Background: an optimization exercise with open tools, aiming at small area. Do not read the settings as production practice. The RTL was checked by simulation tests, not by an equivalence proof against the original design. The series may have gaps, and a smaller design here may also do less where the tests do not look. No driver is modelled on the clock port, so clocking that relies on it looks cheaper here than on a real chip. Power is estimated from default activity; no workload was simulated.

==> design/flow/design.v <==
module huffman_decoder(
    input  wire         clock,
    input  wire         reset,
    input  wire [15:0]  code_word_in,
    input  wire [4:0]   code_length_in,
    output reg  [7:0]   symbol_out,
    input  wire [7:0]   load_symbol,
    input  wire [15:0]  load_code,
    input  wire [4:0]   load_length,
    input  wire         load_valid,
    output reg          load_valid_out
);
    reg  [20:0] key_table [0:255];    
    reg  load_valid_d;
    wire load_valid_pulse = load_valid & ~load_valid_d & ~reset;
    always @(posedge clock)
        load_valid_d <= load_valid;
    always @(posedge clock or posedge reset) begin
        if (reset)
            load_valid_out <= 1'b0;
        else if (load_valid_pulse)
            load_valid_out <= 1'b1;
        else if (!load_valid)
            load_valid_out <= 1'b0;
    end
    always @(posedge clock)
        if (load_valid_pulse)
            key_table[load_symbol] <= {load_length, load_code};
    wire [20:0]  key = {code_length_in, code_word_in};
    wire [255:0] match;
    genvar g;
    generate
        for (g = 0; g < 256; g = g + 1) begin : m
            assign match[g] = (key_table[g] == key);
        end
    endgenerate
    integer i;
    always @* begin
        symbol_out = 8'd0;
        for (i = 0; i < 256; i = i + 1)
            if (match[i]) symbol_out = i[7:0];
    end
endmodule
==> design/flow/run.sh <==
#!/bin/bash
# synth_recipe.tcl (not shown) runs the flow's synth.tcl, then flattens the netlist and writes it again
# the make line also repeats each setting of config.mk as NAME=value (left out here)
make -C /OpenROAD-flow-scripts/flow DESIGN_CONFIG=/design/flow/config.mk WORK_HOME=/design/flow/orfs CLKGATE_MAP_FILE= SYNTH_SCRIPT=/design/flow/synth_recipe.tcl finish
==> design/flow/config.mk <==
export PLATFORM = sky130hd
export DESIGN_NAME = huffman_decoder
export DESIGN_NICKNAME = huffman_decoder
export VERILOG_FILES = /design/flow/design.v
export SDC_FILE = /design/flow/constraint.sdc
export NUM_CORES = 4
export LEC_CHECK = 0
export CAP_MARGIN = 20
export CORE_MARGIN = 2
export CORE_UTILIZATION = 40
export SLEW_MARGIN = 20
export SYNTH_MEMORY_MAX_BITS = 16384
==> design/flow/constraint.sdc <==
create_clock -name core_clock -period 20.0 [get_ports {clock}]
set_input_delay 4.0000 -clock core_clock [delete_from_list [all_inputs] [get_ports {clock}]]
set_output_delay 4.0000 -clock core_clock [all_outputs]
set_load 0.01 [all_outputs]
==> flow_summary.ini, run 1 <==
[clock_network]
clock_latency_ns = 1.06
clk_path_buf_depth = 4
cts_tree = yes
cts_made_buffers = 575
clockRootBuffer = clkbuf_16
cts.htree.levels = 6
postCtsHoldBufs = 0

[finish]
regArea_mm2 = 0.161
multi_input_area_mm2 = 0.0635
area_delta_synth_final_pct = 12.4
num-fill-cells = 49400
layout_commonest_cell = edfxtp_1

[global_route]
overflow = 0
grt_pass1_wl_um = 1000000
antenna_found_initial = 44
grt_pass1_vias = 124000
grt_util_all_layers_pct = 24.4

[place]
gp_congestion = 0.835
port_buffers = 61
hpwl_um = 371000

[hold_path]
hold_path.class = reg2reg
worstHoldStart = load_valid_out
min_to = load_valid_out

[synthesis]
synth.top_cell.area_share_pct = 70.3
synth_top_area_cell = edfxtp_1
synth_edf_count = 5355
syn_area_per_cell_um2 = 16.2
synth_cells = 14100
synth_area_mm2 = 0.229
async_reset_ff_share_pct = 0.0187
yosysWarnings = 1

[route]
wl_um = 726000
antenna_left = 0
firstDrtPassIters = 5
num_vias = 128000
drc = 0

[flow_run]
drv_cap = 0

[power]
p_leak_nw = 79.8
power_w = 0.0241

[sta]
max_freq_mhz = 64.3
whs_ns = 0.481
fin_crit_sh_pct = 77.8
final-hold-violation-count = 0
max_slew_margin_pct = 17.0
worstMarginPinSlew_ns = 1.25
min_period_ns = 15.56

[critical_path]
cp-endpoint = symbol_out[2]
reg2reg_from = load_valid_d
crit_chain = buf_8 -> buf_4 -> buf_12 -> xor2_1 -> nor4_1 -> nand4_1 -> nor4_1 -> nor2_1 -> a311oi_1 -> o2111ai_1 -> a2111oi_2 -> nand2_1 -> o211ai_1 -> a31oi_1 -> clkdlybuf4s50_1
critPathSlowestCell = a2111oi_2
slowest_delay_ns = 1.22
cp_common_cell = nor4_1
regToRegEndpoint = key_table[12][5]
cp_max_fo = 48
crit_start = code_length_in[3]

[die]
num_io_pins = 62
die_h_um = 760

[run_status]
status = finished clean
[run 1: critical path, delay by kind of cell]
family | cells | cell delay, ns
xor gates and xnor gates | 1 | 0.13
and+or+nand+nor | 5 | 1.58
AOI/OAI and AO/OA | 5 | 3.24
buffers and inverters | 4 | 2.27
[run 1: where the power goes]
| part | internal, W | switching [W] |
|---|---|---|
| registers | 0.0124 | 0.00000149 |
| clock network | 0.00574 | 0.00456 |
| logic | 0.000374 | 0.00106 |
[run 1: routing by layer]
layer  track usage (%)  vias to the layer above  wire length, um
met2              39.7                     6363           342000
met3              2.91                     1029            59800
met1              35.0                    67700           304000
met5                 0                        -                8
li1                  -                    52700                -
met4              6.16                        2            20000
[run 1: state kept, by name (all words and copies together) (netlist names)]
name / flops
key_table: 5355
load_valid_d: 1
load_valid_out: 1
[run 1: area by class of cell]
class | instances | share of cell area, %
flip-flops and latches | 5357 | 62.6
inverters | 32 | 0.0467
diodes | 22 | 0.0214
multi-input cells | 8066 | 24.7
well taps | 7533 | 3.67
repair buffers | 543 | 2.00
clock buffers | 712 | 5.87
clock inverters | 315 | 1.11
[run 1: synth_stat cells, drive strengths merged, types with 4 or more instances]
library cell,instances
a2111oi,9
o21ai,44
and3,6
o2111ai,16
a31oi,12
buf,595
a21boi,10
o21bai,5
and2,19
nor3b,5
nor2b,30
o211ai,13
a311oi,7
nand2,114
or4b,5
a21oi,28
nor2,350
a21o,4
xnor2,2842
nand2b,24
inv,32
nor3,155
or2,15
o21ba,4
edfxtp,5355
a211oi,14
nor4,742
nand3,188
clkbuf,44
nand4b,5
nor4b,4
xor2,2513
o31ai,6
nand4,813
and4,13
o41ai,7
[run 1: through the flow]
| step | cells | cell area [um^2] | setup WS, ns |
|---|---|---|---|
| 2_1_floorplan | 14100 | 229000 | 9.17 |
| 3_3_place_gp | 21500 | 239000 | 4.47 |
| 3_5_place_dp | 21500 | 239000 | 4.65 |
| 4_1_cts | 22500 | 257000 | 4.63 |
| 5_1_grt | 22600 | 257000 | 4.61 |
| 6_report | 22600 | 257000 | 4.44 |
[run 1: logic make-up (layout without fill, tap and decap cells)]
kind of cell,count (synthesis),count (layout),synth area share (%)
other,0,22,0
and+or+nand+nor,2501,2501,6.23
buffers and inverters,671,1602,2.26
DFF,5357,5357,70.3
AOI/OAI and AO/OA,210,210,0.680
xor gates and xnor gates,5355,5355,20.5
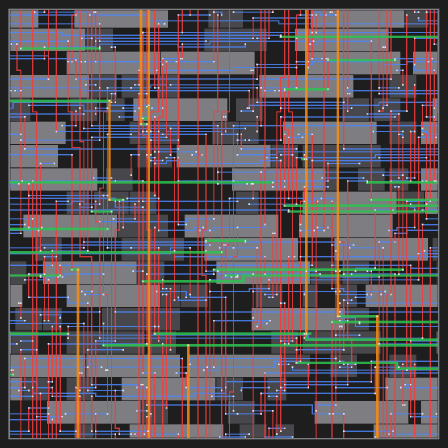
(run_1/zoom.png)
Region (355, 507) to (405, 557) um. Cells in gray, sequential cells in the stronger gray; small squares are vias.
Key: orange = met4; blue = met1; green = met3; red = met2
Netlist names of flops here include key_table (36). Most frequent: edfxtp_1 (36), xnor2_1 (20), xor2_1 (16). Sequential cells in the window: 36. 101 logic cells have their middle in the window.

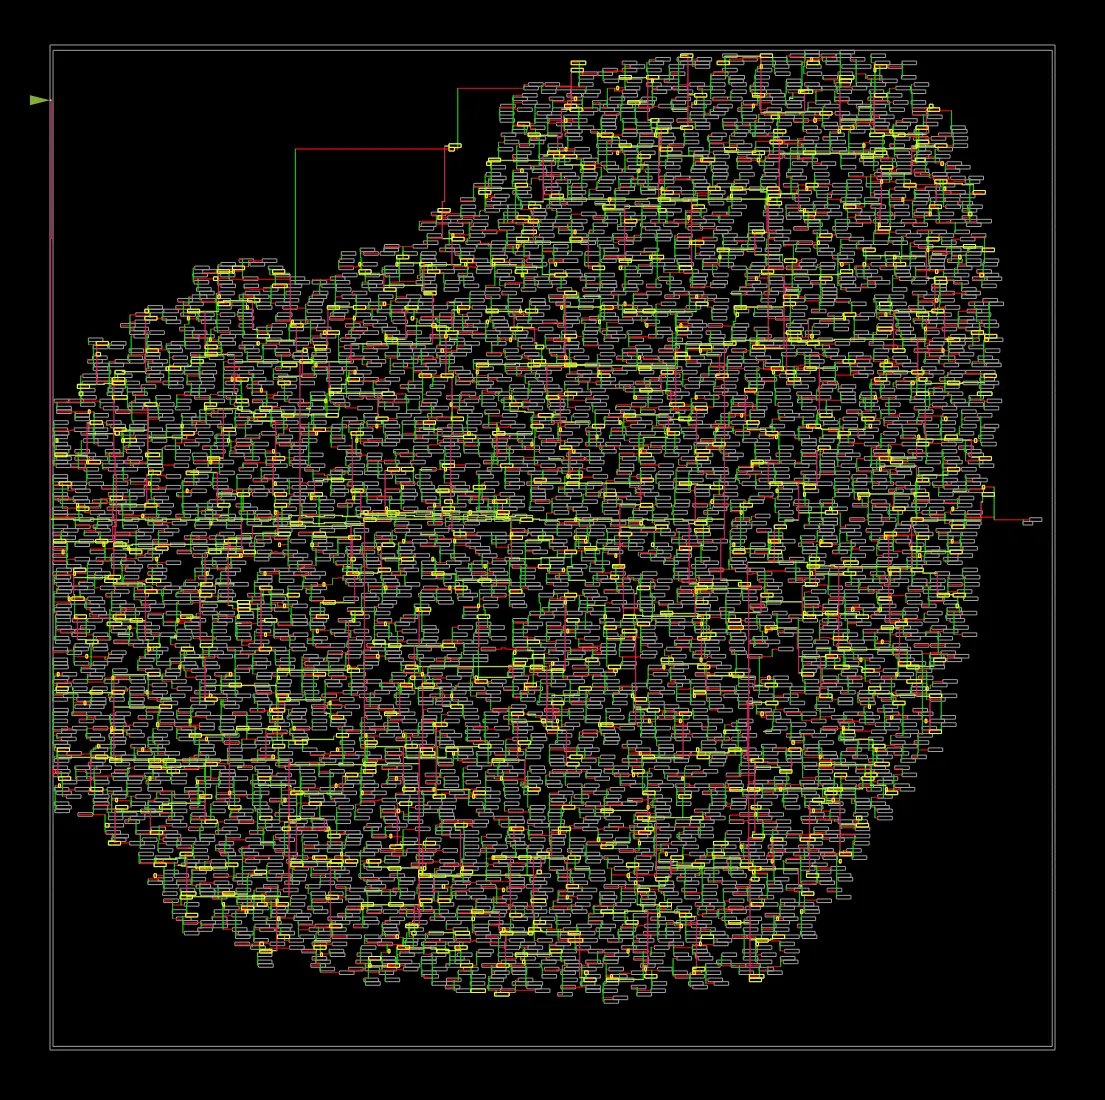
(run_1/final_clocks.png)
sequential cell count: 5357
Clk. pwr: 0.0103 W
# clock sinks: 5357

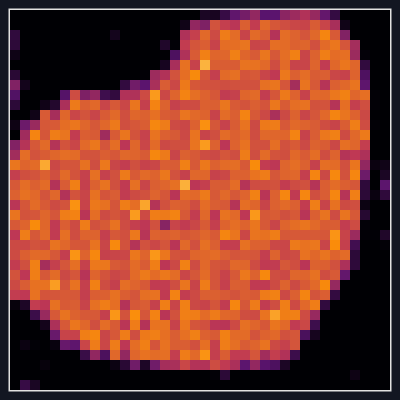
(run_1/density.png)
Scale: 0.5 px per um. 38 x 38 tiles, from black (low) to pale yellow (high), 0 to 100% covered.
1.3% of the tiles are over 75% full. The emptiest ninth of the die: upper left. The fullest tile reaches 83%. The mean over all tiles is 43%. 25% of the tiles are nearly empty.
Initial Util: 40.2%
fin util: 45.1%
CORE AREA: 0.569 mm^2

==> run_1/cts_layout.png <==
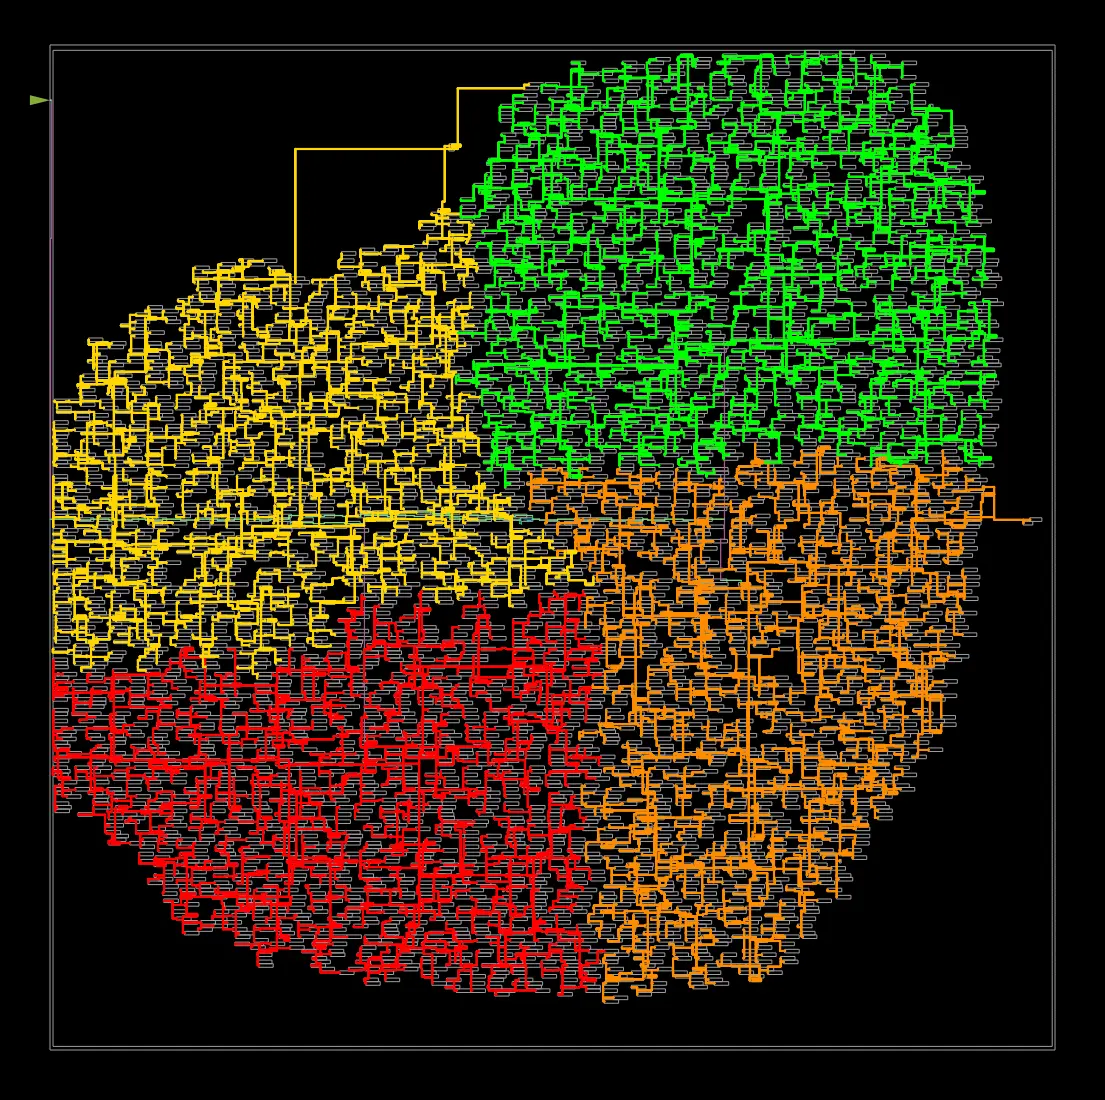

==> run 2, diff against run 1 <==
==> design/flow/design.v (replaced) <==
module huffman_decoder(
    input  wire         clock,
    input  wire         reset,
    input  wire [15:0]  code_word_in,
    input  wire [4:0]   code_length_in,
    output reg  [7:0]   symbol_out,
    input  wire [7:0]   load_symbol,
    input  wire [15:0]  load_code,
    input  wire [4:0]   load_length,
    input  wire         load_valid,
    output reg          load_valid_out
);
    reg  load_valid_d;
    wire load_valid_pulse = load_valid & ~load_valid_d & ~reset;
    always @(posedge clock)
        load_valid_d <= load_valid;
    always @(posedge clock or posedge reset) begin
        if (reset)
            load_valid_out <= 1'b0;
        else if (load_valid_pulse)
            load_valid_out <= 1'b1;
        else if (!load_valid)
            load_valid_out <= 1'b0;
    end
    reg phase;
    always @(posedge clock or posedge reset) begin
        if (reset)
            phase <= 1'b0;
        else
            phase <= ~phase;
    end
    reg         pend_clr, pend_wr;
    reg  [7:0]  pend_idx;
    reg  [20:0] pend_key;
    always @(posedge clock) begin
        pend_clr <= load_valid_pulse;
        pend_wr  <= pend_clr;
        if (load_valid_pulse) begin
            pend_idx <= load_symbol;
            pend_key <= {load_length, load_code};
        end
    end
    wire        pend_act = pend_clr | pend_wr;
    wire [20:0] col = pend_wr ? (pend_key ^ {21{phase}}) : {21{1'b1}};
    wire [20:0]  key = {code_length_in, code_word_in};
    wire [20:0]  kp, kpn;
    huffman_key_phase u_key_phase (.key(key), .phase(phase), .kp(kp), .kpn(kpn));
    wire [255:0] match;
    assign match[0] = 1'b0;
    genvar g;
    generate
        for (g = 1; g < 256; g = g + 1) begin : e
            reg  [20:0] q;
            wire        wr = pend_act & (pend_idx == g);
            wire [20:0] d  = ~((col & {21{wr}}) | q);
            always @(posedge clock)
                q <= d;
            huffman_row_match u_match (.q(q), .qn(d), .kp(kp), .kpn(kpn),
                                       .mask(wr), .match(match[g]));
        end
    endgenerate
    wire [255:0] any_l [0:8];
    wire [7:0]   idx_l [0:8][0:255];
    assign any_l[0] = match;
    genvar l, n;
    generate
        for (n = 0; n < 256; n = n + 1) begin : lv0
            assign idx_l[0][n] = 8'd0;
        end
        for (l = 1; l <= 8; l = l + 1) begin : lv
            for (n = 0; n < (256 >> l); n = n + 1) begin : nd
                wire hi = any_l[l-1][2*n+1];
                assign any_l[l][n] = hi | any_l[l-1][2*n];
                assign idx_l[l][n] = hi ? (idx_l[l-1][2*n+1] | (8'd1 << (l-1)))
                                        : idx_l[l-1][2*n];
            end
            for (n = (256 >> l); n < 256; n = n + 1) begin : pad
                assign any_l[l][n] = 1'b0;
                assign idx_l[l][n] = 8'd0;
            end
        end
    endgenerate
    wire [7:0] main_idx = idx_l[8][0];
    wire pend_match = pend_act & (pend_key == key);
    always @* begin
        if (pend_match && pend_idx >= main_idx)
            symbol_out = pend_idx;
        else
            symbol_out = main_idx;
    end
endmodule
module huffman_key_phase(
    input  wire [20:0] key,
    input  wire        phase,
    output wire [20:0] kp,
    output wire [20:0] kpn
);
    assign kp  = key ^ {21{phase}};
    assign kpn = ~kp;
endmodule
module huffman_row_match(
    input  wire [20:0] q,
    input  wire [20:0] qn,
    input  wire [20:0] kp,
    input  wire [20:0] kpn,
    input  wire        mask,
    output wire        match
);
    wire [20:0] eq = ~((q | kp) & (qn | kpn));
    assign match = (&eq) & ~mask;
endmodule
--- a/design/flow/config.mk
+++ b/design/flow/config.mk
@@ -7,6 +7,9 @@
 export LEC_CHECK = 0
 export CAP_MARGIN = 20
 export CORE_MARGIN = 2
-export CORE_UTILIZATION = 40
+export CORE_UTILIZATION = 60
+export CTS_BUF_LIST = sky130_fd_sc_hd__clkbuf_4 sky130_fd_sc_hd__clkbuf_8
+export CTS_CLUSTER_SIZE = 30
 export SLEW_MARGIN = 20
+export SYNTH_HIERARCHICAL = 1
 export SYNTH_MEMORY_MAX_BITS = 16384
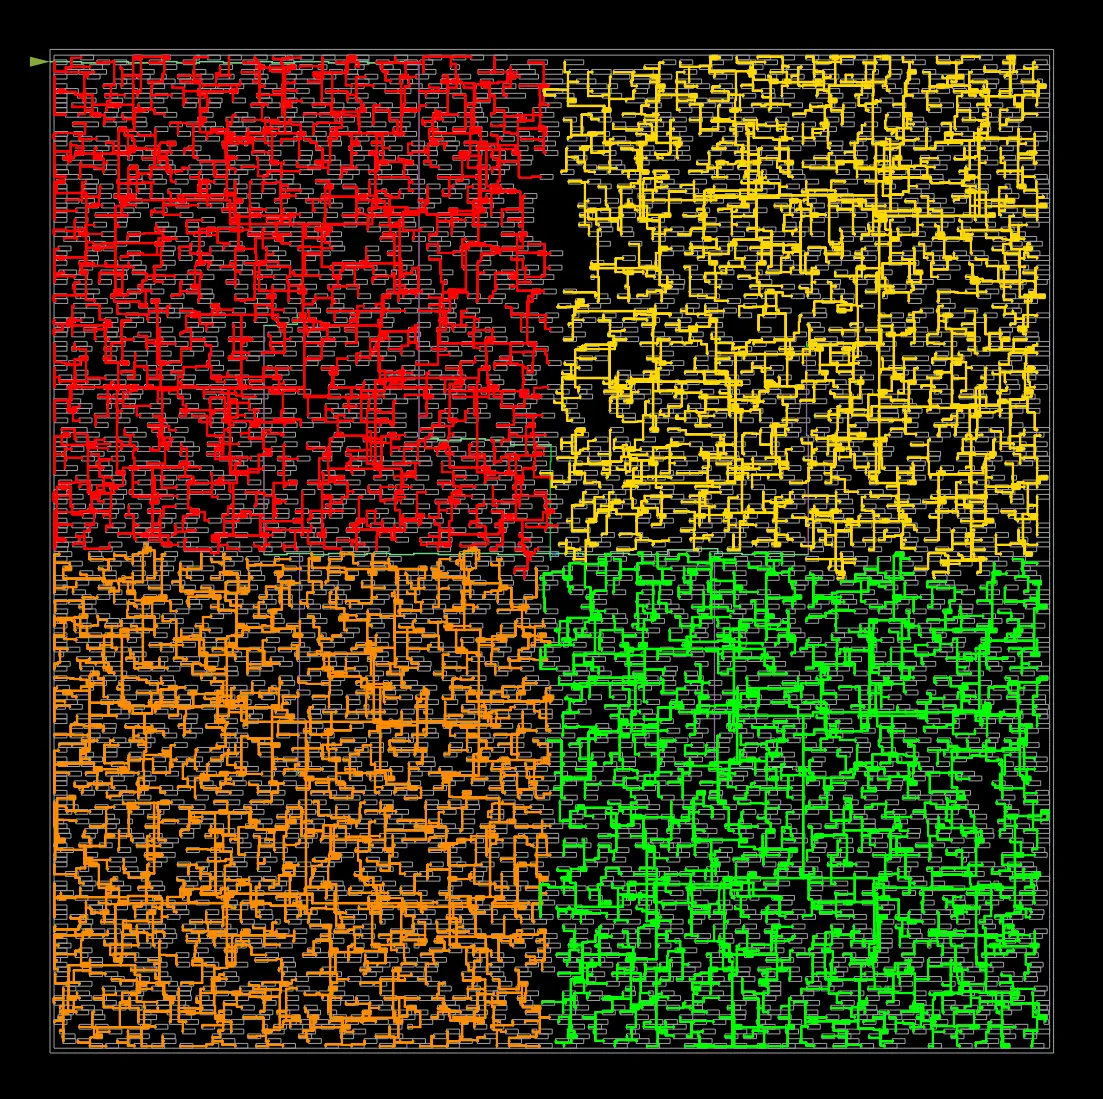
(run_2/cts_layout.png)
CTS buffer count: 827
sequential cell count: 5389
htree depth: 6
root buffer cell: clkbuf_8

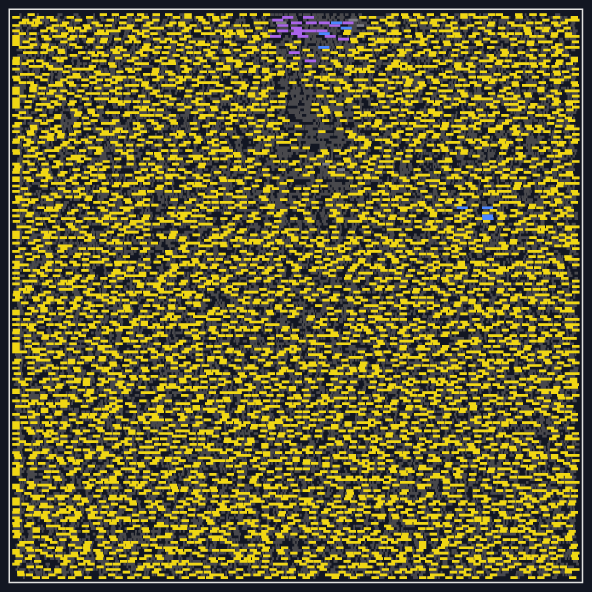
(run_2/registers.png)
Scale: 1 px per um. Other sequential cells in the stronger gray, the rest of the logic in the fainter gray.
Key: yellow = e.q [sequential cells 5355, where widely spread]; blue = pend_idx [sequential cells 8]; purple = pend_key [sequential cells 21, where top center]
Seq group: 0.0110 W
sequential cell area share: 49.1%
Reg area: 0.108 mm^2
fin util: 68.6%

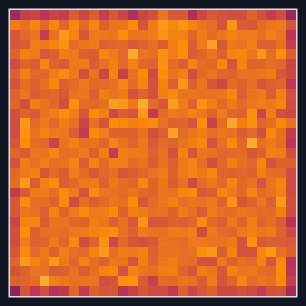
(run_2/density.png)
Scale: 0.5 px per um. 29 x 29 tiles, from black (low) to pale yellow (high), 0 to 100% covered.
The fullest tile reaches 82%. 6.3% of the tiles are over 75% full. The mean over all tiles is 66%.

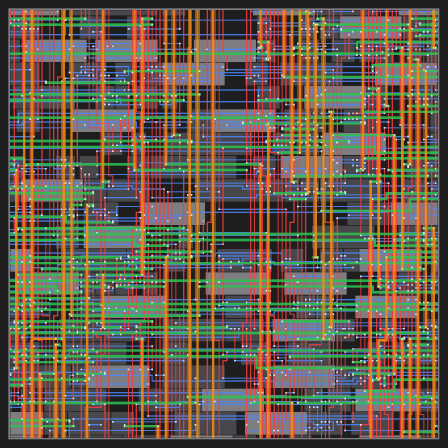
(run_2/zoom.png)
Region (261, 375) to (311, 425) um. Cells in gray, sequential cells in the stronger gray; small squares are vias.
Key: green = met3; blue = met1; red = met2; orange = met4
155 logic cells have their middle in the window. Netlist names of flops here include e.q (28). Sequential cells in the window: 28. Most frequent: a21oi_1 (32), o22ai_1 (31), dfxtp_1 (28).

==> flow_summary.ini, run 2 <==
[critical_path]
critPathArrivalTime_ns = 15.58
crit_family = simple AND/OR/NAND/NOR gates
cp_max_fo = 45
crit_chain = clkdlybuf4s50_1 -> xnor2_4 -> buf_4 -> o22ai_1 -> nand4_1 -> or4_1 -> nor4_2 -> nor4_1 -> nand4_1 -> nor3_1 -> nor2b_1 -> o31ai_1 -> o21ai_1 -> ha_1 -> or4_1 -> o2111ai_1 -> a211oi_4 -> mux2i_1 -> clkdlybuf4s50_1
end_kind = output pin
critPathSlowestCell = nor3_1
critPathKind = in2out
startpoint_type = input port
r2r_setup_slack_ns = 14.88
slowest_delay_ns = 1.18
cp_data_required_time_ns = 16.00
crit_buf_inv = 3

[synthesis]
yosys-top-cells-area = dfxtp_1 55%, o22ai_1 16%, a21oi_1 14%
synth_fp_nets = 20100
yosysUniqueCellTypes = 75
yosysMostFrequentCell = a21oi_1
synth_commonest_cells = 5413 x a21oi_1, 5358 x dfxtp_1, 4846 x o22ai_1
async_reset_ff_share_pct = 0.0371
seq_area_frac_synth_pct = 55.9
synth_ff_type = dfxtp_1
synth.top_cell.area_share_pct = 55.5
synth_area_mm2 = 0.193
synth_top_area_cell = dfxtp_1
yosysWarnings = 7
synth_edf_count = 29
synth_cells = 20000
ys_seq_elements = 5389
syn_area_per_cell_um2 = 9.67

[die]
start_util_pct = 60.3
core_area_mm2 = 0.321
num_io_pins = 62
die_h_um = 572
die_w_um = 572
fp-row-count = 208
dieArea_mm2 = 0.327

[route]
avgRoutedWirePerCell_um = 32.8
antenna_left = 0
met2_length_um = 340000
num_vias = 194000
highest_layer = met5
wl_um = 833000
drt-initial-drc-count = 28000
vias_per_cell = 7.64
firstDrtPassIters = 7
wirelength_met1_um = 303000
wl_met3_um = 124000
drc = 0

[finish]
fin_nets = 20500
area_delta_synth_final_pct = 13.9
drive_gt1_share_pct = 13.3
layout_common_cells = 5413 x a21oi_1, 5357 x dfxtp_1, 4846 x o22ai_1, 1286 x nand4_1, 1042 x clkbuf_8
layout_commonest_cell = a21oi_1
num-fill-cells = 25400
largest_register_ffs = 5355
regMostFlops = e.q
reg_top3 = e.q x5355, pend_key x21, pend_idx x8

[place]
port_buffers = 61
gp_congestion = 0.926
dp_slack_ns = 1.79
hpwl_um = 453000

[flow_run]
drv_cap = 0

[clock_network]
clk_path_buf_depth = 4
clock_latency_ns = 1.36
postCtsHoldBufs = 0
cts_tree = yes
cts.sink_count = 5389
post-cts-setup-buffers = 0
cts.clk_slew.worst_paths_ns = 0.06
cts_resized = 0

[sta]
max_slew_margin_pct = 12.6
rsz0062_at_grt = false
finalSetupViolCount = 0
slew_violations = 0
final-hold-violation-count = 0
setup_slack_ns = 0.424
fin_crit_sh_pct = 97.9
min_period_ns = 19.58
worstMarginPinSlew_ns = 1.30
max_freq_mhz = 51.1
skew_ns = 0.0824

[global_route]
grt_pass1_vias = 178000
grt_util_all_layers_pct = 48.5
antenna_found_initial = 37
overflow = 0
grt_pass1_wl_um = 1190000
grt_max_degree = 108

[run_status]
status = finished clean

[power]
p_switching_w = 0.00566
p_seq_share_pct = 49.4
clkPwrFrac_pct = 43.3
p_leak_nw = 85.4
pwr-share-comb_pct = 7.3
power_w = 0.0223
irDropWorstVdd_v = 0.0000852
powerDensity_mw_per_mm2 = 101
netSwitchingFraction_pct = 25.4
intPower_w = 0.0167

[hold_path]
hold_path.class = reg2reg
==> run 2: cell types whose count changed after synthesis, moves of 1062 or more <==
cell | before | now
o22ai_1 | 1 | 4846
a21oi_1 | 28 | 5413
clkbuf_1 | 43 | 1105
xnor2_1 | 2841 | 42
dfxtp_1 | 1 | 5358
edfxtp_1 | 5355 | 29
xor2_1 | 2513 | 42
==> run 2: per-stage QoR <==
| stage | area [um^2] | util, % | hold slack [ns] | std cells |
|---|---|---|---|---|
| final | 220000 | 68.6 | 0.392 | 25400 |
| after global routing | 220000 | 68.6 | 0.392 | 25400 |
| after floorplan | 194000 | - | 0.351 | 20000 |
| after detailed placement | 203000 | 63.2 | 0.366 | 23900 |
| after CTS | 220000 | 68.6 | 0.375 | 25400 |
| after global placement | 203000 | 63.2 | 0.367 | 23900 |
==> run 2: worst paths after layout <==
kind                             endpoint  cells after the start         startpoint
max in group asynchronous           phase                      2              reset
min in group asynchronous  load_valid_out                      2              reset
min                               pend_wr                      0           pend_clr
max                         symbol_out[6]                     19  code_length_in[1]
min reg2reg                       pend_wr                      0           pend_clr
max reg2reg                    e[69].q[6]                      7              phase
==> run 2: layout make-up <==
cell class                      count  area (um^2)  area share [%]
Multi-Input combinational cell  13400        81900            37.2
Clock inverter                     97          704           0.320
Inverter                           54          203          0.0920
Antenna cell                       35         87.6          0.0398
Tap cell                         4305         5390            2.45
Sequential cell                  5389       108000            49.1
Timing Repair Buffer              753         7100            3.23
Clock buffer                     1351        16700            7.57
==> run 2: routing by layer <==
layer / vias up / GRT usage, %
met5: - / 0.0735
met4: 32 / 32.1
met3: 4109 / 14.8
met2: 15800 / 70.2
met1: 92300 / 62.3
li1: 81800 / -
==> run 2: power by group through the flow <==
stage	registers (W)	clock network, W	logic [W]
floorplan	0.0112	0	0.000994
global placement	0.0112	0	0.00151
detailed placement	0.0112	0	0.00152
CTS	0.0110	0.00963	0.00152
global route	0.0110	0.0101	0.00163
finish	0.0110	0.00967	0.00163
==> run 2: logic make-up (layout without fill, tap and decap cells) <==
kind of cell | count (synthesis) | after routing | synth area share [%]
AOI/OAI and AO/OA | 10900 | 10900 | 33.0
adders and majority gates | 8 | 8 | 0.0518
buffers and inverters | 1201 | 2255 | 2.36
muxes | 6 | 6 | 0.0323
and+or+nand+nor | 2402 | 2402 | 8.24
DFF | 5389 | 5389 | 55.9
xor gates and xnor gates | 84 | 84 | 0.380
other | 0 | 35 | 0
==> run_2/final_clocks.png <==
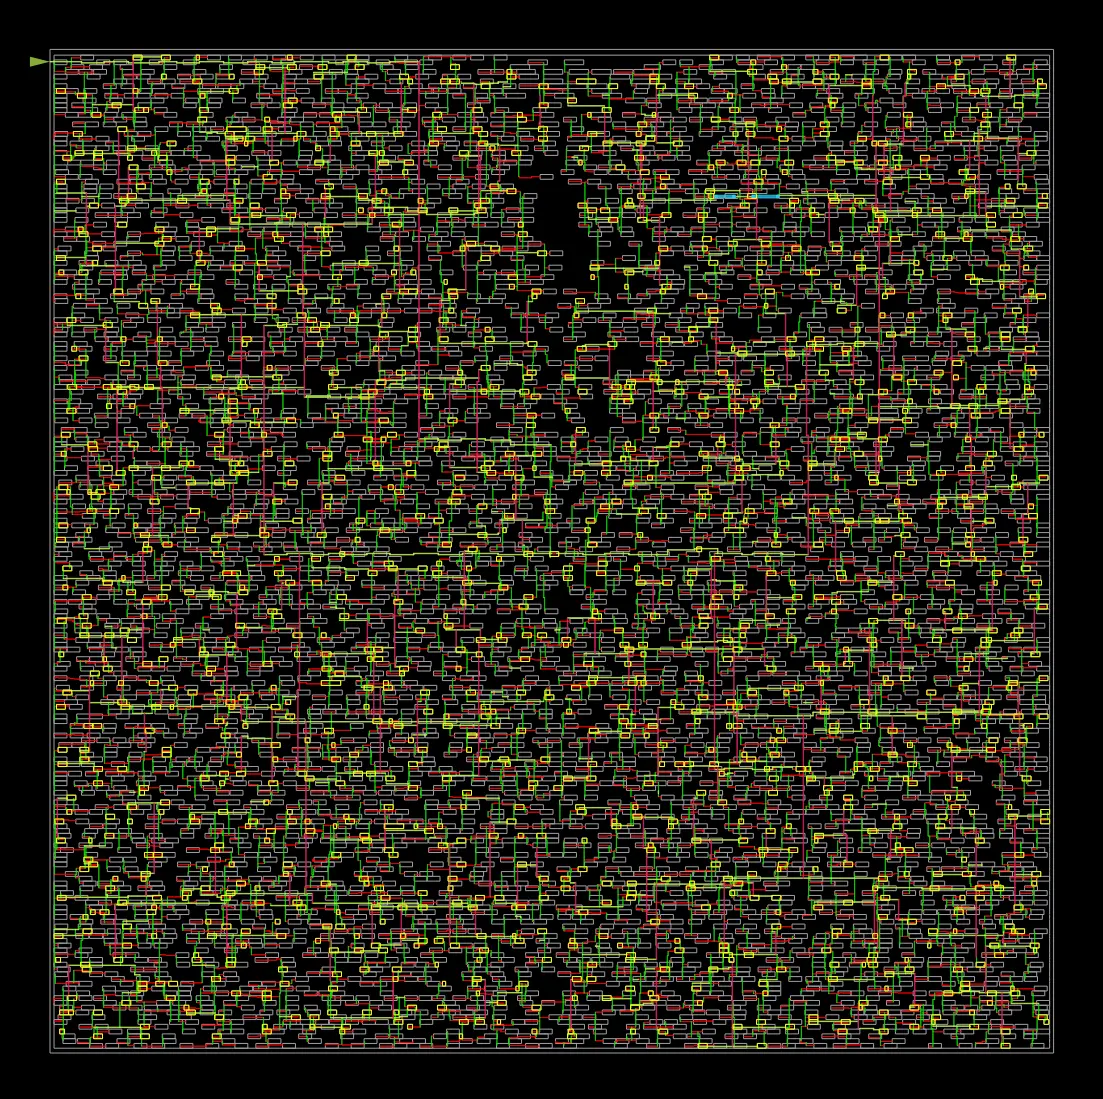

==> run 3, diff against run 2 <==
--- a/design/flow/config.mk
+++ b/design/flow/config.mk
@@ -7,9 +7,7 @@
 export LEC_CHECK = 0
 export CAP_MARGIN = 20
 export CORE_MARGIN = 2
-export CORE_UTILIZATION = 60
-export CTS_BUF_LIST = sky130_fd_sc_hd__clkbuf_4 sky130_fd_sc_hd__clkbuf_8
-export CTS_CLUSTER_SIZE = 30
+export CORE_UTILIZATION = 40
 export SLEW_MARGIN = 20
 export SYNTH_HIERARCHICAL = 1
 export SYNTH_MEMORY_MAX_BITS = 16384
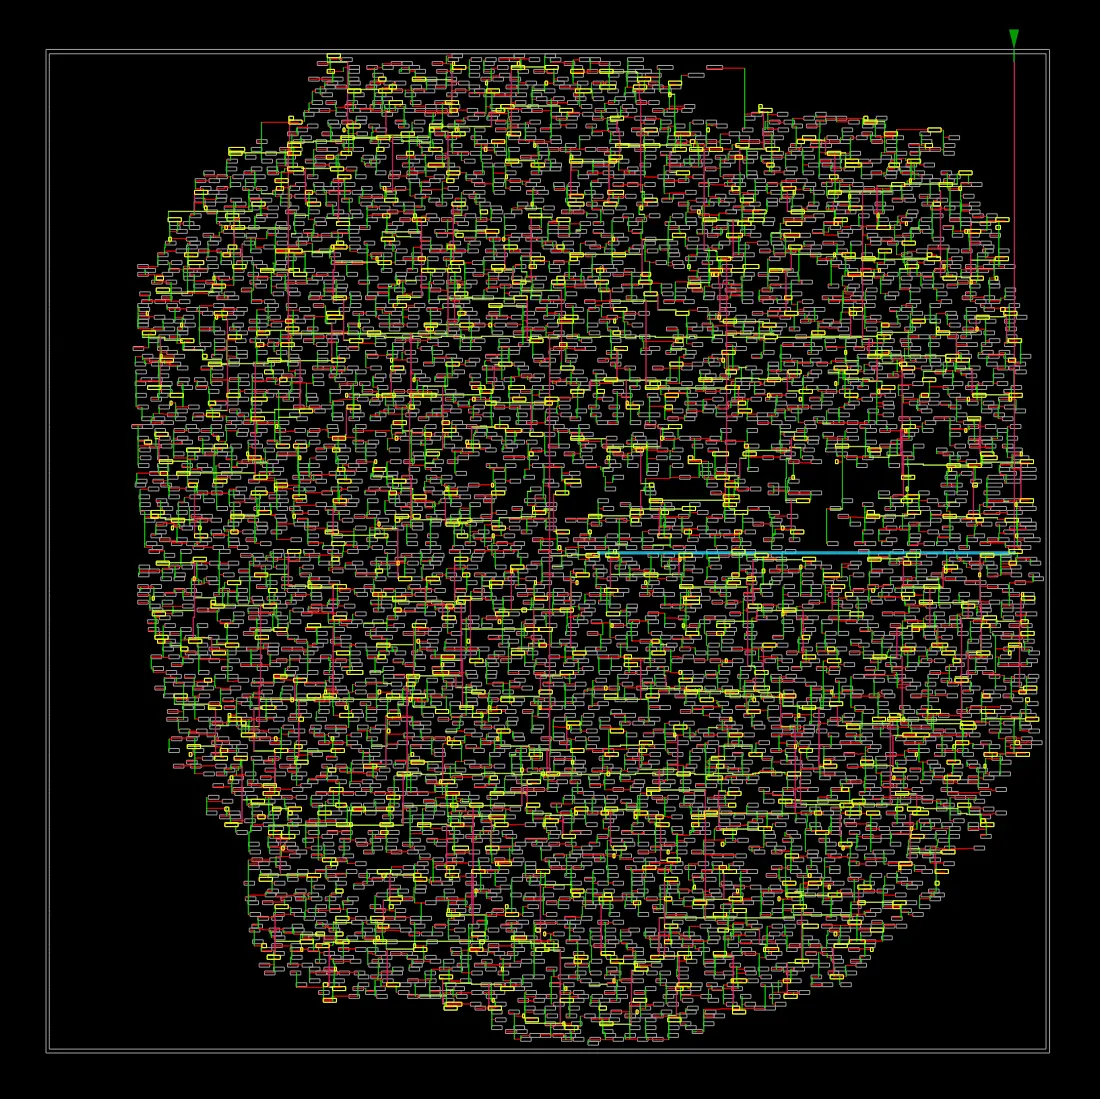
(run_3/final_clocks.png)
Clock Latency Late Sink: 1.12 ns
CLK BUF: 804
Final Skew: 0.0405 ns
Clk. pwr: 0.0108 W
# clock sinks: 5389

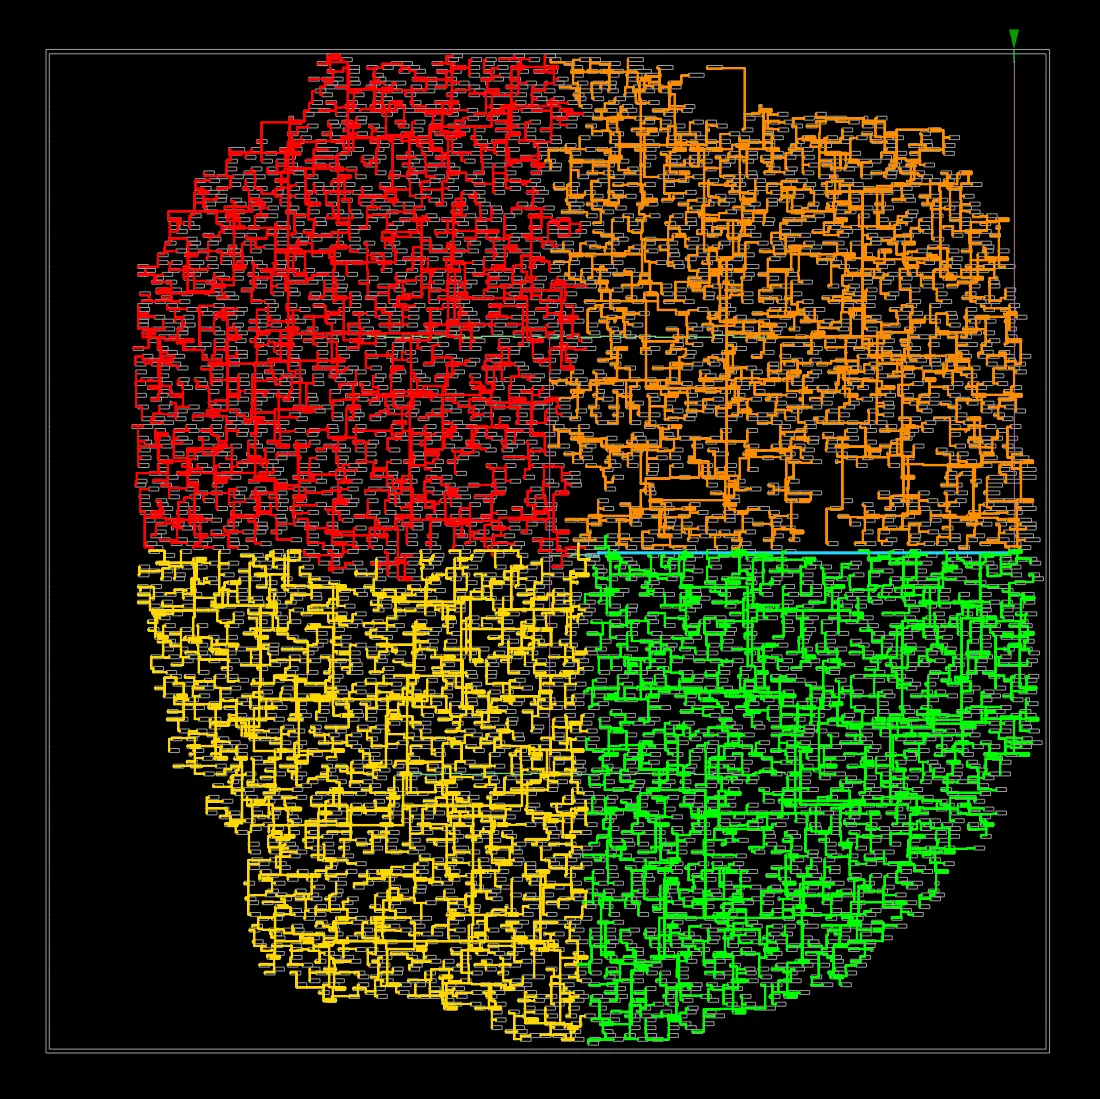
(run_3/cts_layout.png)
CTS buffer count: 558
root buffer cell: clkbuf_16

==> flow_summary.ini, run 3 <==
[run_status]
status = finished clean

[die]
die_w_um = 699
fp-row-count = 255

[global_route]
grt_util_all_layers_pct = 34.0
antenna_found_initial = 51
grt_pass1_wl_um = 1250000
grt_max_degree = 88

[power]
powerDensity_mw_per_mm2 = 104
p_leak_nw = 86.0
irDropWorstVdd_v = 0.0000997

[synthesis]
syn_area_per_cell_um2 = 9.67
synth-xor-area-share_pct = 0.380
async_reset_ff_share_pct = 0.0371
synth_ff_type = dfxtp_1
synth_commonest_cells = 5413 x a21oi_1, 5358 x dfxtp_1, 4846 x o22ai_1
yosysUniqueCellTypes = 75
synth_area_mm2 = 0.193
synth_top_family_by_area = compound AO/OA/AOI/OAI gates
synth_top_area_cell = dfxtp_1
synth_edf_count = 29
yosysWarnings = 7
synth_cells = 20000
ys_seq_elements = 5389
synth.top_cell.area_share_pct = 55.5
synth_compound_area_share_pct = 33.0
yosys.area_share.simple_pct = 8.24
yosysMostFrequentCell = a21oi_1

[critical_path]
startpoint_type = input port
critPathArrivalTime_ns = 14.93
end_kind = output pin
slowest_delay_ns = 1.18
critPathKind = in2out
crit_chain = clkdlybuf4s50_1 -> xor2_4 -> buf_12 -> buf_4 -> o22ai_1 -> nand4_1 -> or4_1 -> nor4_2 -> nor4_1 -> nand4_1 -> nor2_1 -> a31oi_1 -> o32ai_1 -> buf_4 -> ha_1 -> nor2b_1 -> o21ai_0 -> a211oi_2 -> nor3_1 -> a21oi_1 -> clkdlybuf4s50_1
crit_buf_inv = 5
critPathSlowestCell = o32ai_1
crit_family = compound AO/OA/AOI/OAI gates
cp_data_required_time_ns = 16.00

[route]
firstDrtPassIters = 10
drc = 0
avgRoutedWirePerCell_um = 32.5
antenna_left = 0
vias_per_cell = 7.09
wl_um = 883000
num_vias = 192000

[clock_network]
cts.htree.levels = 6
clk_path_buf_depth = 4
postCtsHoldBufs = 0
cts_tree = yes
cts_resized = 0
cts.clk_slew.worst_paths_ns = 0.06

[place]
dp_slack_ns = 2.46
hpwl_um = 498000
gp_congestion = 0.966
port_buffers = 61

[hold_path]
hold_path.class = reg2reg

[finish]
drive_gt1_share_pct = 11.1
area_delta_synth_final_pct = 16.6
num-fill-cells = 44700
reg_top3 = e.q x5355, pend_key x21, pend_idx x8
largest_register_ffs = 5355
layout_common_cells = 5413 x a21oi_1, 5357 x dfxtp_1, 4846 x o22ai_1, 1286 x nand4_1, 608 x buf_4

[sta]
finalSetupViolCount = 0
max_freq_mhz = 52.8
slew_violations = 0
max_slew_margin_pct = 8.56
min_period_ns = 18.93
setup_slack_ns = 1.07

[flow_run]
drv_cap = 0
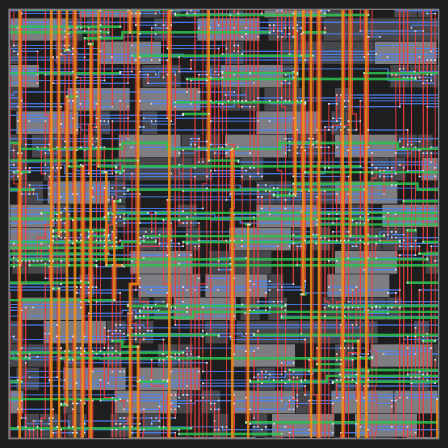
(run_3/zoom.png)
Region (325, 465) to (375, 515) um. Cells in gray, sequential cells in the stronger gray; small squares are vias.
Key: green = met3; red = met2; blue = met1; orange = met4
Netlist names of flops here include e.q (37). Most frequent: a21oi_1 (38), dfxtp_1 (37), o22ai_1 (33). 142 logic cells have their middle in the window. Sequential cells in the window: 37.

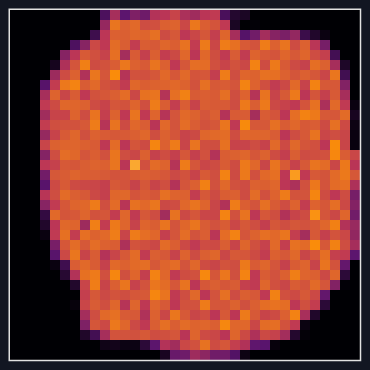
(run_3/density.png)
Scale: 0.5 px per um. 35 x 35 tiles, from black (low) to pale yellow (high), 0 to 100% covered.
21% of the tiles are nearly empty. The mean over all tiles is 44%. The emptiest ninth of the die: lower left. 0.20% of the tiles are over 75% full. The fullest tile reaches 81%.
fin util: 46.8%
CORE AREA: 0.482 mm^2
Initial Util: 40.1%

-- run 3: kinds of logic after synthesis --
family                   Yosys count
multiplexers                       6
AND/OR/NAND/NOR                 2402
flip-flops                      5389
buffers and inverters           1201
AO/OA/AOI/OAI                  10900
adder cells (fa/ha/maj)            8
XOR/XNOR                          84
-- run 3: final cells by class --
cell class	count	area, um^2	area share (%)
antenna	58	145	0.0644
clock buffer	804	16300	7.21
inverter	54	203	0.0899
multi-input combinational	13400	81900	36.3
tap	6425	8040	3.56
timing repair buffer	821	8180	3.63
sequential	5389	108000	48.0
clock inverter	195	2610	1.16
-- run 3: path summary, 6_finish.rpt --
kind                                  startpoint            end  slack (ns)  cells past startpoint
worst max-delay path            code_word_in[12]  symbol_out[0]        1.07                     21
worst min-delay path                    pend_clr        pend_wr        0.39                      0
worst max register to register             phase    e[244].q[6]       14.96                      7
worst min register to register          pend_clr        pend_wr        0.39                      0
max in group asynchronous                  reset          phase       16.76                      2
min in group asynchronous                  reset          phase        3.10                      2
-- run 3: modules after synthesis (local to each module, per instance) --
module             cells inside  flops+latches  cell area, um^2
huffman_decoder           12800           5389           144000
huffman_row_match            28              0              191
huffman_key_phase            47              0              449
-- run 3: through the flow --
stage,cell area (um^2),hold WS [ns],cells,utilization [%]
3_5_place_dp,206000,0.364,26100,42.9
4_1_cts,225000,0.377,27100,46.8
5_1_grt,225000,0.384,27100,46.8
3_3_place_gp,206000,0.372,26100,42.8
2_1_floorplan,194000,0.351,20000,-
6_report,226000,0.388,27100,46.8
-- run 3: report_power, final --
| group | total [W] | internal (W) | switching [W] |
|---|---|---|---|
| registers | 0.0110 | 0.0109 | 0.0000935 |
| logic | 0.00168 | 0.000452 | 0.00122 |
| clock network | 0.0108 | 0.00616 | 0.00465 |
-- run 3: metal layers --
layer  up-vias  global-route usage [%]  share of wire (%)
met5         -                  0.0686              0.094
met4        46                    20.1                6.8
met3      3255                    9.95                 14
met2     14300                    50.0                 42
met1     93400                    44.1                 38
li1      81400                       -                  -
==> run_3/registers.png <==
Scale: 1 px per um. Other sequential cells in the stronger gray, the rest of the logic in the fainter gray.
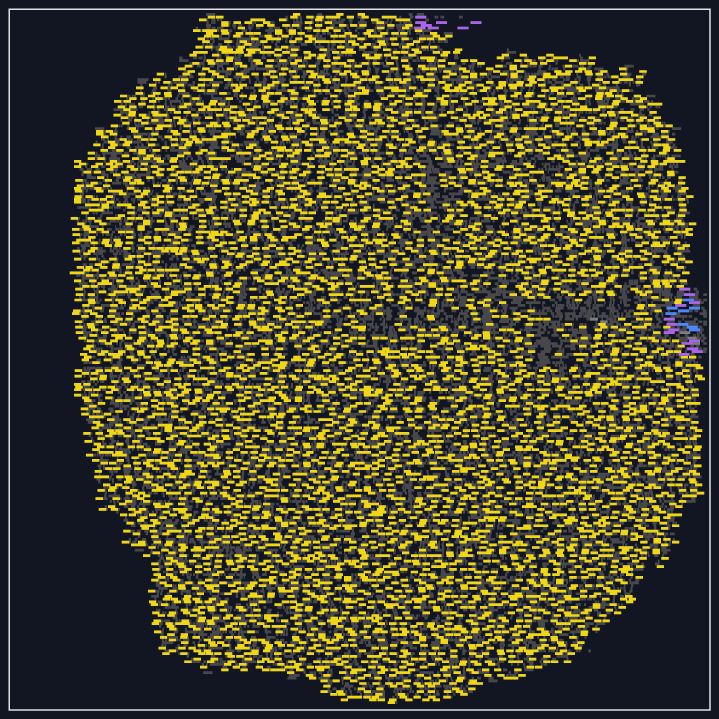

==> run 4, diff against run 3 <==
==> design/flow/flow/run.sh (new file) <==
#!/bin/bash
# Layout flow: the standard flow (standard.sh, unchanged synthesis),
# with its own clock tree: no dummy loads, small sink clusters driven by
# clkbuf_4 leaf buffers under a clkbuf_16 tree, and after CTS the leaf
# buffers whose flip-flops see a high clock slew are upsized
# (flow/clk_upsize.tcl, run as ORFS's POST_CTS_TCL hook).
# make's full output goes to flow_make.log in the work folder; each ORFS
# step keeps its own log under orfs/logs/.
set -euo pipefail
cd "$(dirname "$0")/.."
WORK=$(pwd)
CTS="-sink_clustering_enable -repair_clock_nets -dont_use_dummy_load"
CTS="$CTS -sink_buffer_max_cap_derate 0.2 -sink_clustering_size 24 -sink_clustering_max_diameter 30"
CTS="$CTS -sink_clustering_buffer sky130_fd_sc_hd__clkbuf_4"
CTS="$CTS -root_buf sky130_fd_sc_hd__clkbuf_16 -buf_list sky130_fd_sc_hd__clkbuf_16"
bash standard.sh "CTS_ARGS=$CTS" "POST_CTS_TCL=$WORK/flow/clk_upsize.tcl" finish > "$WORK/flow_make.log" 2>&1
==> design/flow/flow/clk_upsize.tcl (new file) <==
# After clock tree synthesis: upsize the leaf clock buffers whose flip-flop
# clock pins see a slew above the target, then legalize the placement.
estimate_parasitics -placement
set clk_sizes {sky130_fd_sc_hd__clkbuf_4 sky130_fd_sc_hd__clkbuf_8 sky130_fd_sc_hd__clkbuf_16}
set clk_slew_target 0.085
for {set iter 0} {$iter < 3} {incr iter} {
  set todo [dict create]
  foreach p [get_pins -hierarchical */CLK] {
    if {[get_property $p slew_max] > $clk_slew_target} {
      foreach d [get_pins -of_objects [get_nets -of_objects $p] -filter "direction==output"] {
        dict set todo [get_full_name [get_cells -of_objects $d]] 1
      }
    }
  }
  set n 0
  foreach i [dict keys $todo] {
    set c [get_cells $i]
    set k [lsearch $clk_sizes [get_property $c ref_name]]
    if {$k >= 0 && $k < [llength $clk_sizes] - 1} {
      replace_cell $c [lindex $clk_sizes [expr {$k + 1}]]
      incr n
    }
  }
  puts "clk_upsize: iteration $iter upsized $n clock buffers"
  if {$n == 0} break
  estimate_parasitics -placement
}
detailed_placement
==> design/flow/standard.sh (new file) <==
#!/bin/bash
# synth_recipe.tcl (not shown) runs the flow's synth.tcl, then flattens the netlist and writes it again
# the make line also repeats each setting of config.mk as NAME=value (left out here)
make -C /OpenROAD-flow-scripts/flow DESIGN_CONFIG=/design/flow/config.mk WORK_HOME=/design/flow/orfs CLKGATE_MAP_FILE= SYNTH_SCRIPT=/design/flow/synth_recipe.tcl "${@:-finish}"
--- a/design/flow/config.mk
+++ b/design/flow/config.mk
@@ -7,7 +7,7 @@
 export LEC_CHECK = 0
 export CAP_MARGIN = 20
 export CORE_MARGIN = 2
-export CORE_UTILIZATION = 40
+export CORE_UTILIZATION = 60
 export SLEW_MARGIN = 20
 export SYNTH_HIERARCHICAL = 1
 export SYNTH_MEMORY_MAX_BITS = 16384
removed: design/flow/run.sh
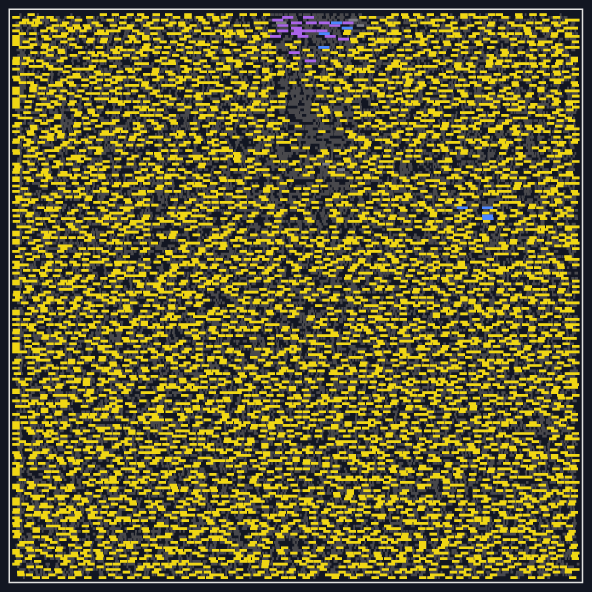
(run_4/registers.png)
Scale: 1 px per um. Other sequential cells in the stronger gray, the rest of the logic in the fainter gray.
Key: blue = pend_idx [sequential cells 8]; yellow = e.q [sequential cells 5355, where widely spread]; purple = pend_key [sequential cells 21, where top center]
sequential cell area share: 51.1%
fin util: 66.0%

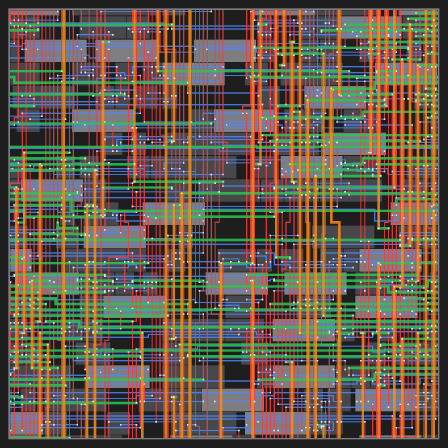
(run_4/zoom.png)
Region (261, 375) to (311, 425) um. Cells in gray, sequential cells in the stronger gray; small squares are vias.
Key: blue = met1; orange = met4; green = met3; red = met2
Most frequent: a21oi_1 (32), o22ai_1 (31), dfxtp_1 (28). Netlist names of flops here include e.q (28). Sequential cells in the window: 28. 152 logic cells have their middle in the window.

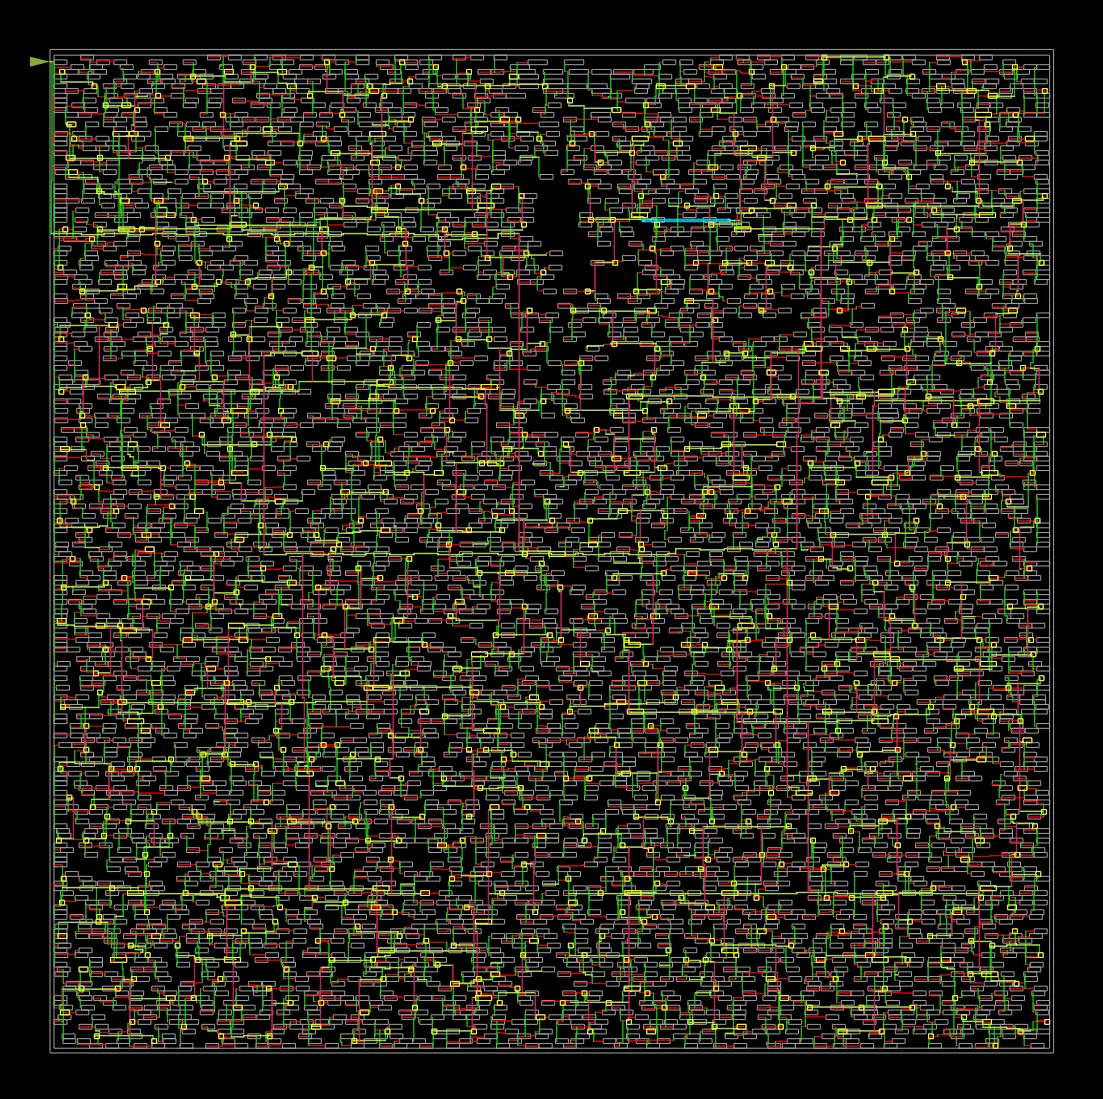
(run_4/final_clocks.png)
CLK BUF: 885
Clock Latency Late Sink: 1.07 ns

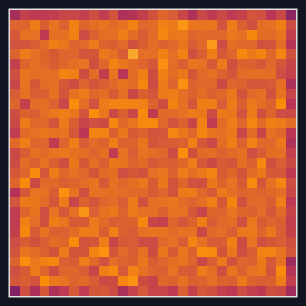
(run_4/density.png)
Scale: 0.5 px per um. 29 x 29 tiles, from black (low) to pale yellow (high), 0 to 100% covered.
The mean over all tiles is 63%. 1.7% of the tiles are over 75% full. The fullest tile reaches 80%.

==> flow_summary.ini, run 4 <==
[run_status]
status = finished clean

[finish]
final_area_mm2 = 0.212
drive_gt1_share_pct = 10.9
reg_top3 = e.q x5355, pend_key x21, pend_idx x8
layout_common_cells = 5413 x a21oi_1, 5357 x dfxtp_1, 4846 x o22ai_1, 1286 x nand4_1, 627 x clkbuf_4
area_delta_synth_final_pct = 9.54
regMostFlops = e.q
fin_nets = 20500
largest_register_ffs = 5355
layout_commonest_cell = a21oi_1
instances_no_fill = 24800

[global_route]
antenna_found_initial = 30
grt_pass1_wl_um = 1190000
overflow = 0
grt_pass1_vias = 177000
grt_max_degree = 108
grt_util_all_layers_pct = 48.2

[route]
drt-initial-drc-count = 27500
wl_um = 828000
drc = 0
antenna_left = 0
vias_per_cell = 7.79
avgRoutedWirePerCell_um = 33.4
num_vias = 193000

[synthesis]
yosysUniqueCellTypes = 75
async_reset_ff_share_pct = 0.0371
yosysWarnings = 7
yosysMostFrequentCell = a21oi_1
synth_commonest_cells = 5413 x a21oi_1, 5358 x dfxtp_1, 4846 x o22ai_1
synth_top_area_cell = dfxtp_1
yosys-top-cells-area = dfxtp_1 55%, o22ai_1 16%, a21oi_1 14%
synth_ff_type = dfxtp_1
synth_edf_count = 29
synth_cells = 20000
syn_area_per_cell_um2 = 9.67
synth.top_cell.area_share_pct = 55.5
synth_fp_nets = 20100
ys_seq_elements = 5389
seq_area_frac_synth_pct = 55.9
synth_area_mm2 = 0.193

[critical_path]
cp_data_required_time_ns = 16.00
critPathArrivalTime_ns = 15.38
r2r_cells = 7
reg2reg_from = phase
startpoint_type = input port
r2r_setup_slack_ns = 14.90
cp-endpoint = symbol_out[0]
end_kind = output pin
crit_start = code_length_in[1]
cp_max_fo = 45

[sta]
max_slew_margin_pct = 14.4
setup_slack_ns = 0.615
skew_ns = 0.0530
final-hold-violation-count = 0
whs_ns = 0.406
finalSetupViolCount = 0
slew_violations = 0
worstMarginPinSlew_ns = 1.28
max_freq_mhz = 51.6
min_period_ns = 19.38
rsz0062_at_grt = false

[power]
powerDensity_mw_per_mm2 = 91.4
intPower_w = 0.0142
top_power_group = sequential cells
p_switching_w = 0.00511
netSwitchingFraction_pct = 26.4
comb_cell_power_w = 0.00163
power_w = 0.0194
clkPwrFrac_pct = 34.7
pwr-share-comb_pct = 8.4
pg_seq_w = 0.0110
pg_clk_w = 0.00672
p_leak_nw = 81.2
irDropWorstVdd_v = 0.000101
p_seq_share_pct = 56.9

[clock_network]
cts.sink_count = 5389
cts.clk_slew.worst_paths_ns = 0.06
cts_tree = yes

[die]
num_io_pins = 62
start_util_pct = 60.3
die_w_um = 572
fp-row-count = 208
die_h_um = 572
core_area_mm2 = 0.321
dieArea_mm2 = 0.327

[place]
place_area_mm2 = 0.203
hpwl_um = 453000
dp_slack_ns = 1.79
gp_congestion = 0.926
port_buffers = 61
dp_cells = 23900

[hold_path]
hold_path.class = reg2reg
## run 4: changes by cell type in the layout (fill, tap and decap cells not counted), moves of 34 or more
cell | before | now
clkinv_2 | 85 | 0
clkbuf_1 | 113 | 0
buf_12 | 147 | 102
clkbuf_8 | 129 | 189
diode_2 | 58 | 24
clkbuf_4 | 0 | 627
bufinv_16 | 34 | 0
clkbuf_16 | 562 | 69
## run 4: worst min path at each step
stage                         end  startpoint  slack, ns  cells after the start
final                     pend_wr    pend_clr       0.41                      0
after global routing      pend_wr    pend_clr       0.42                      0
after detailed placement  pend_wr    pend_clr       0.37                      0
after global placement    pend_wr    pend_clr       0.37                      0
after floorplan           pend_wr    pend_clr       0.35                      0
## run 4: cell families (layout without fill, tap and decap cells)
group | Yosys count | in the layout | synth area share [%]
simple gates | 2402 | 2402 | 8.24
compound gates | 10900 | 10900 | 33.0
mux | 6 | 6 | 0.0323
buf+inv | 1201 | 1692 | 2.36
other cells | 0 | 24 | 0
xor+xnor | 84 | 84 | 0.380
flops | 5389 | 5389 | 55.9
fa+ha+maj | 8 | 8 | 0.0518
## run 4: modules after synthesis, one instance, submodules excluded
| module | cell area [um^2] | times used | cells | flops+latches |
|---|---|---|---|---|
| huffman_row_match | 191 | 255 | 28 | 0 |
| huffman_key_phase | 449 | 1 | 47 | 0 |
| huffman_decoder | 144000 | 1 | 12800 | 5389 |
## run 4: per-layer routing
layer | vias up | share of wire (%) | GRT usage, %
met5 | - | 0.047 | 0.441
met4 | 43 | 7.7 | 31.6
met3 | 4010 | 15 | 14.5
met2 | 15800 | 41 | 70.2
met1 | 91900 | 36 | 62.0
li1 | 81500 | - | -
## run 4: final cells by class
cell class              instances  area (um^2)
multi-input cells           13400        81900
well taps                    4305         5390
flip-flops and latches       5389       108000
inverters                      54          203
diodes                         24         60.1
clock buffers                 885         9030
fillers                     26400       109000
repair buffers                753         7100
## run 4: critical path: stages
cell	delay, ns
clkdlybuf4s50_1	0.87
xnor2_4	0.87
buf_4	0.72
o22ai_1	0.18
nand4_1	0.16
or4_1	0.14
nor4_2	0.06
nor4_1	0.86
nand4_1	0.65
nor3_1	1.18
nor2b_1	0.60
o31ai_1	0.94
o21ai_1	0.26
ha_1	0.35
o21a_1	0.13
nor3_2	0.09
nor4_1	0.21
nand3_1	0.56
a211oi_4	0.89
nor3_1	0.27
a21oi_1	0.69
clkdlybuf4s50_1	0.67

-- port drivers added, routing unchanged --
In the flow no input, the clock included, has a driving cell. The finished layouts below were timed again as built, in two steps. Step 1 (the two cells are an assumption about what drives the block):
set clk [get_ports {clock}]
set_driving_cell -lib_cell sky130_fd_sc_hd__clkbuf_16 $clk
set_driving_cell -lib_cell sky130_fd_sc_hd__buf_2 [delete_from_list [all_inputs] $clk]
Step 2 times the ports against the registers' clock, not the clock port: input delays grow and output delays shrink by t, the midpoint of the rising clock arrivals with the driver on. Slacks: ideal ports / drivers / drivers and shift; pairs: ideal ports / drivers.
| run | shift t [ns] | setup WS [ns] | worst hold slack (ns) | clock arrival spread, ns | worst slew at a driven data input, ns |
|---|---|---|---|---|---|
| run 1 | 1.183 | 4.438 / 4.387 / 4.387 | 0.481 / 0.481 / 0.481 | 0.075 / 0.074 | 0.15 |
| run 2 | 1.442 | 0.424 / 0.399 / 0.399 | 0.392 / 0.392 / 0.392 | 0.085 / 0.085 | 0.11 |
| run 3 | 1.237 | 1.067 / 1.037 / 1.037 | 0.388 / 0.388 / 0.388 | 0.058 / 0.058 | 0.24 |
| run 4 | 1.171 | 0.615 / 0.591 / 0.591 | 0.406 / 0.406 / 0.406 | 0.079 / 0.079 | 0.11 |
After both steps setup and hold are still met in every run listed. For run 1, which loses most, drivers alone change the setup slack by -0.051 ns; drivers and shift together by -0.051 ns.
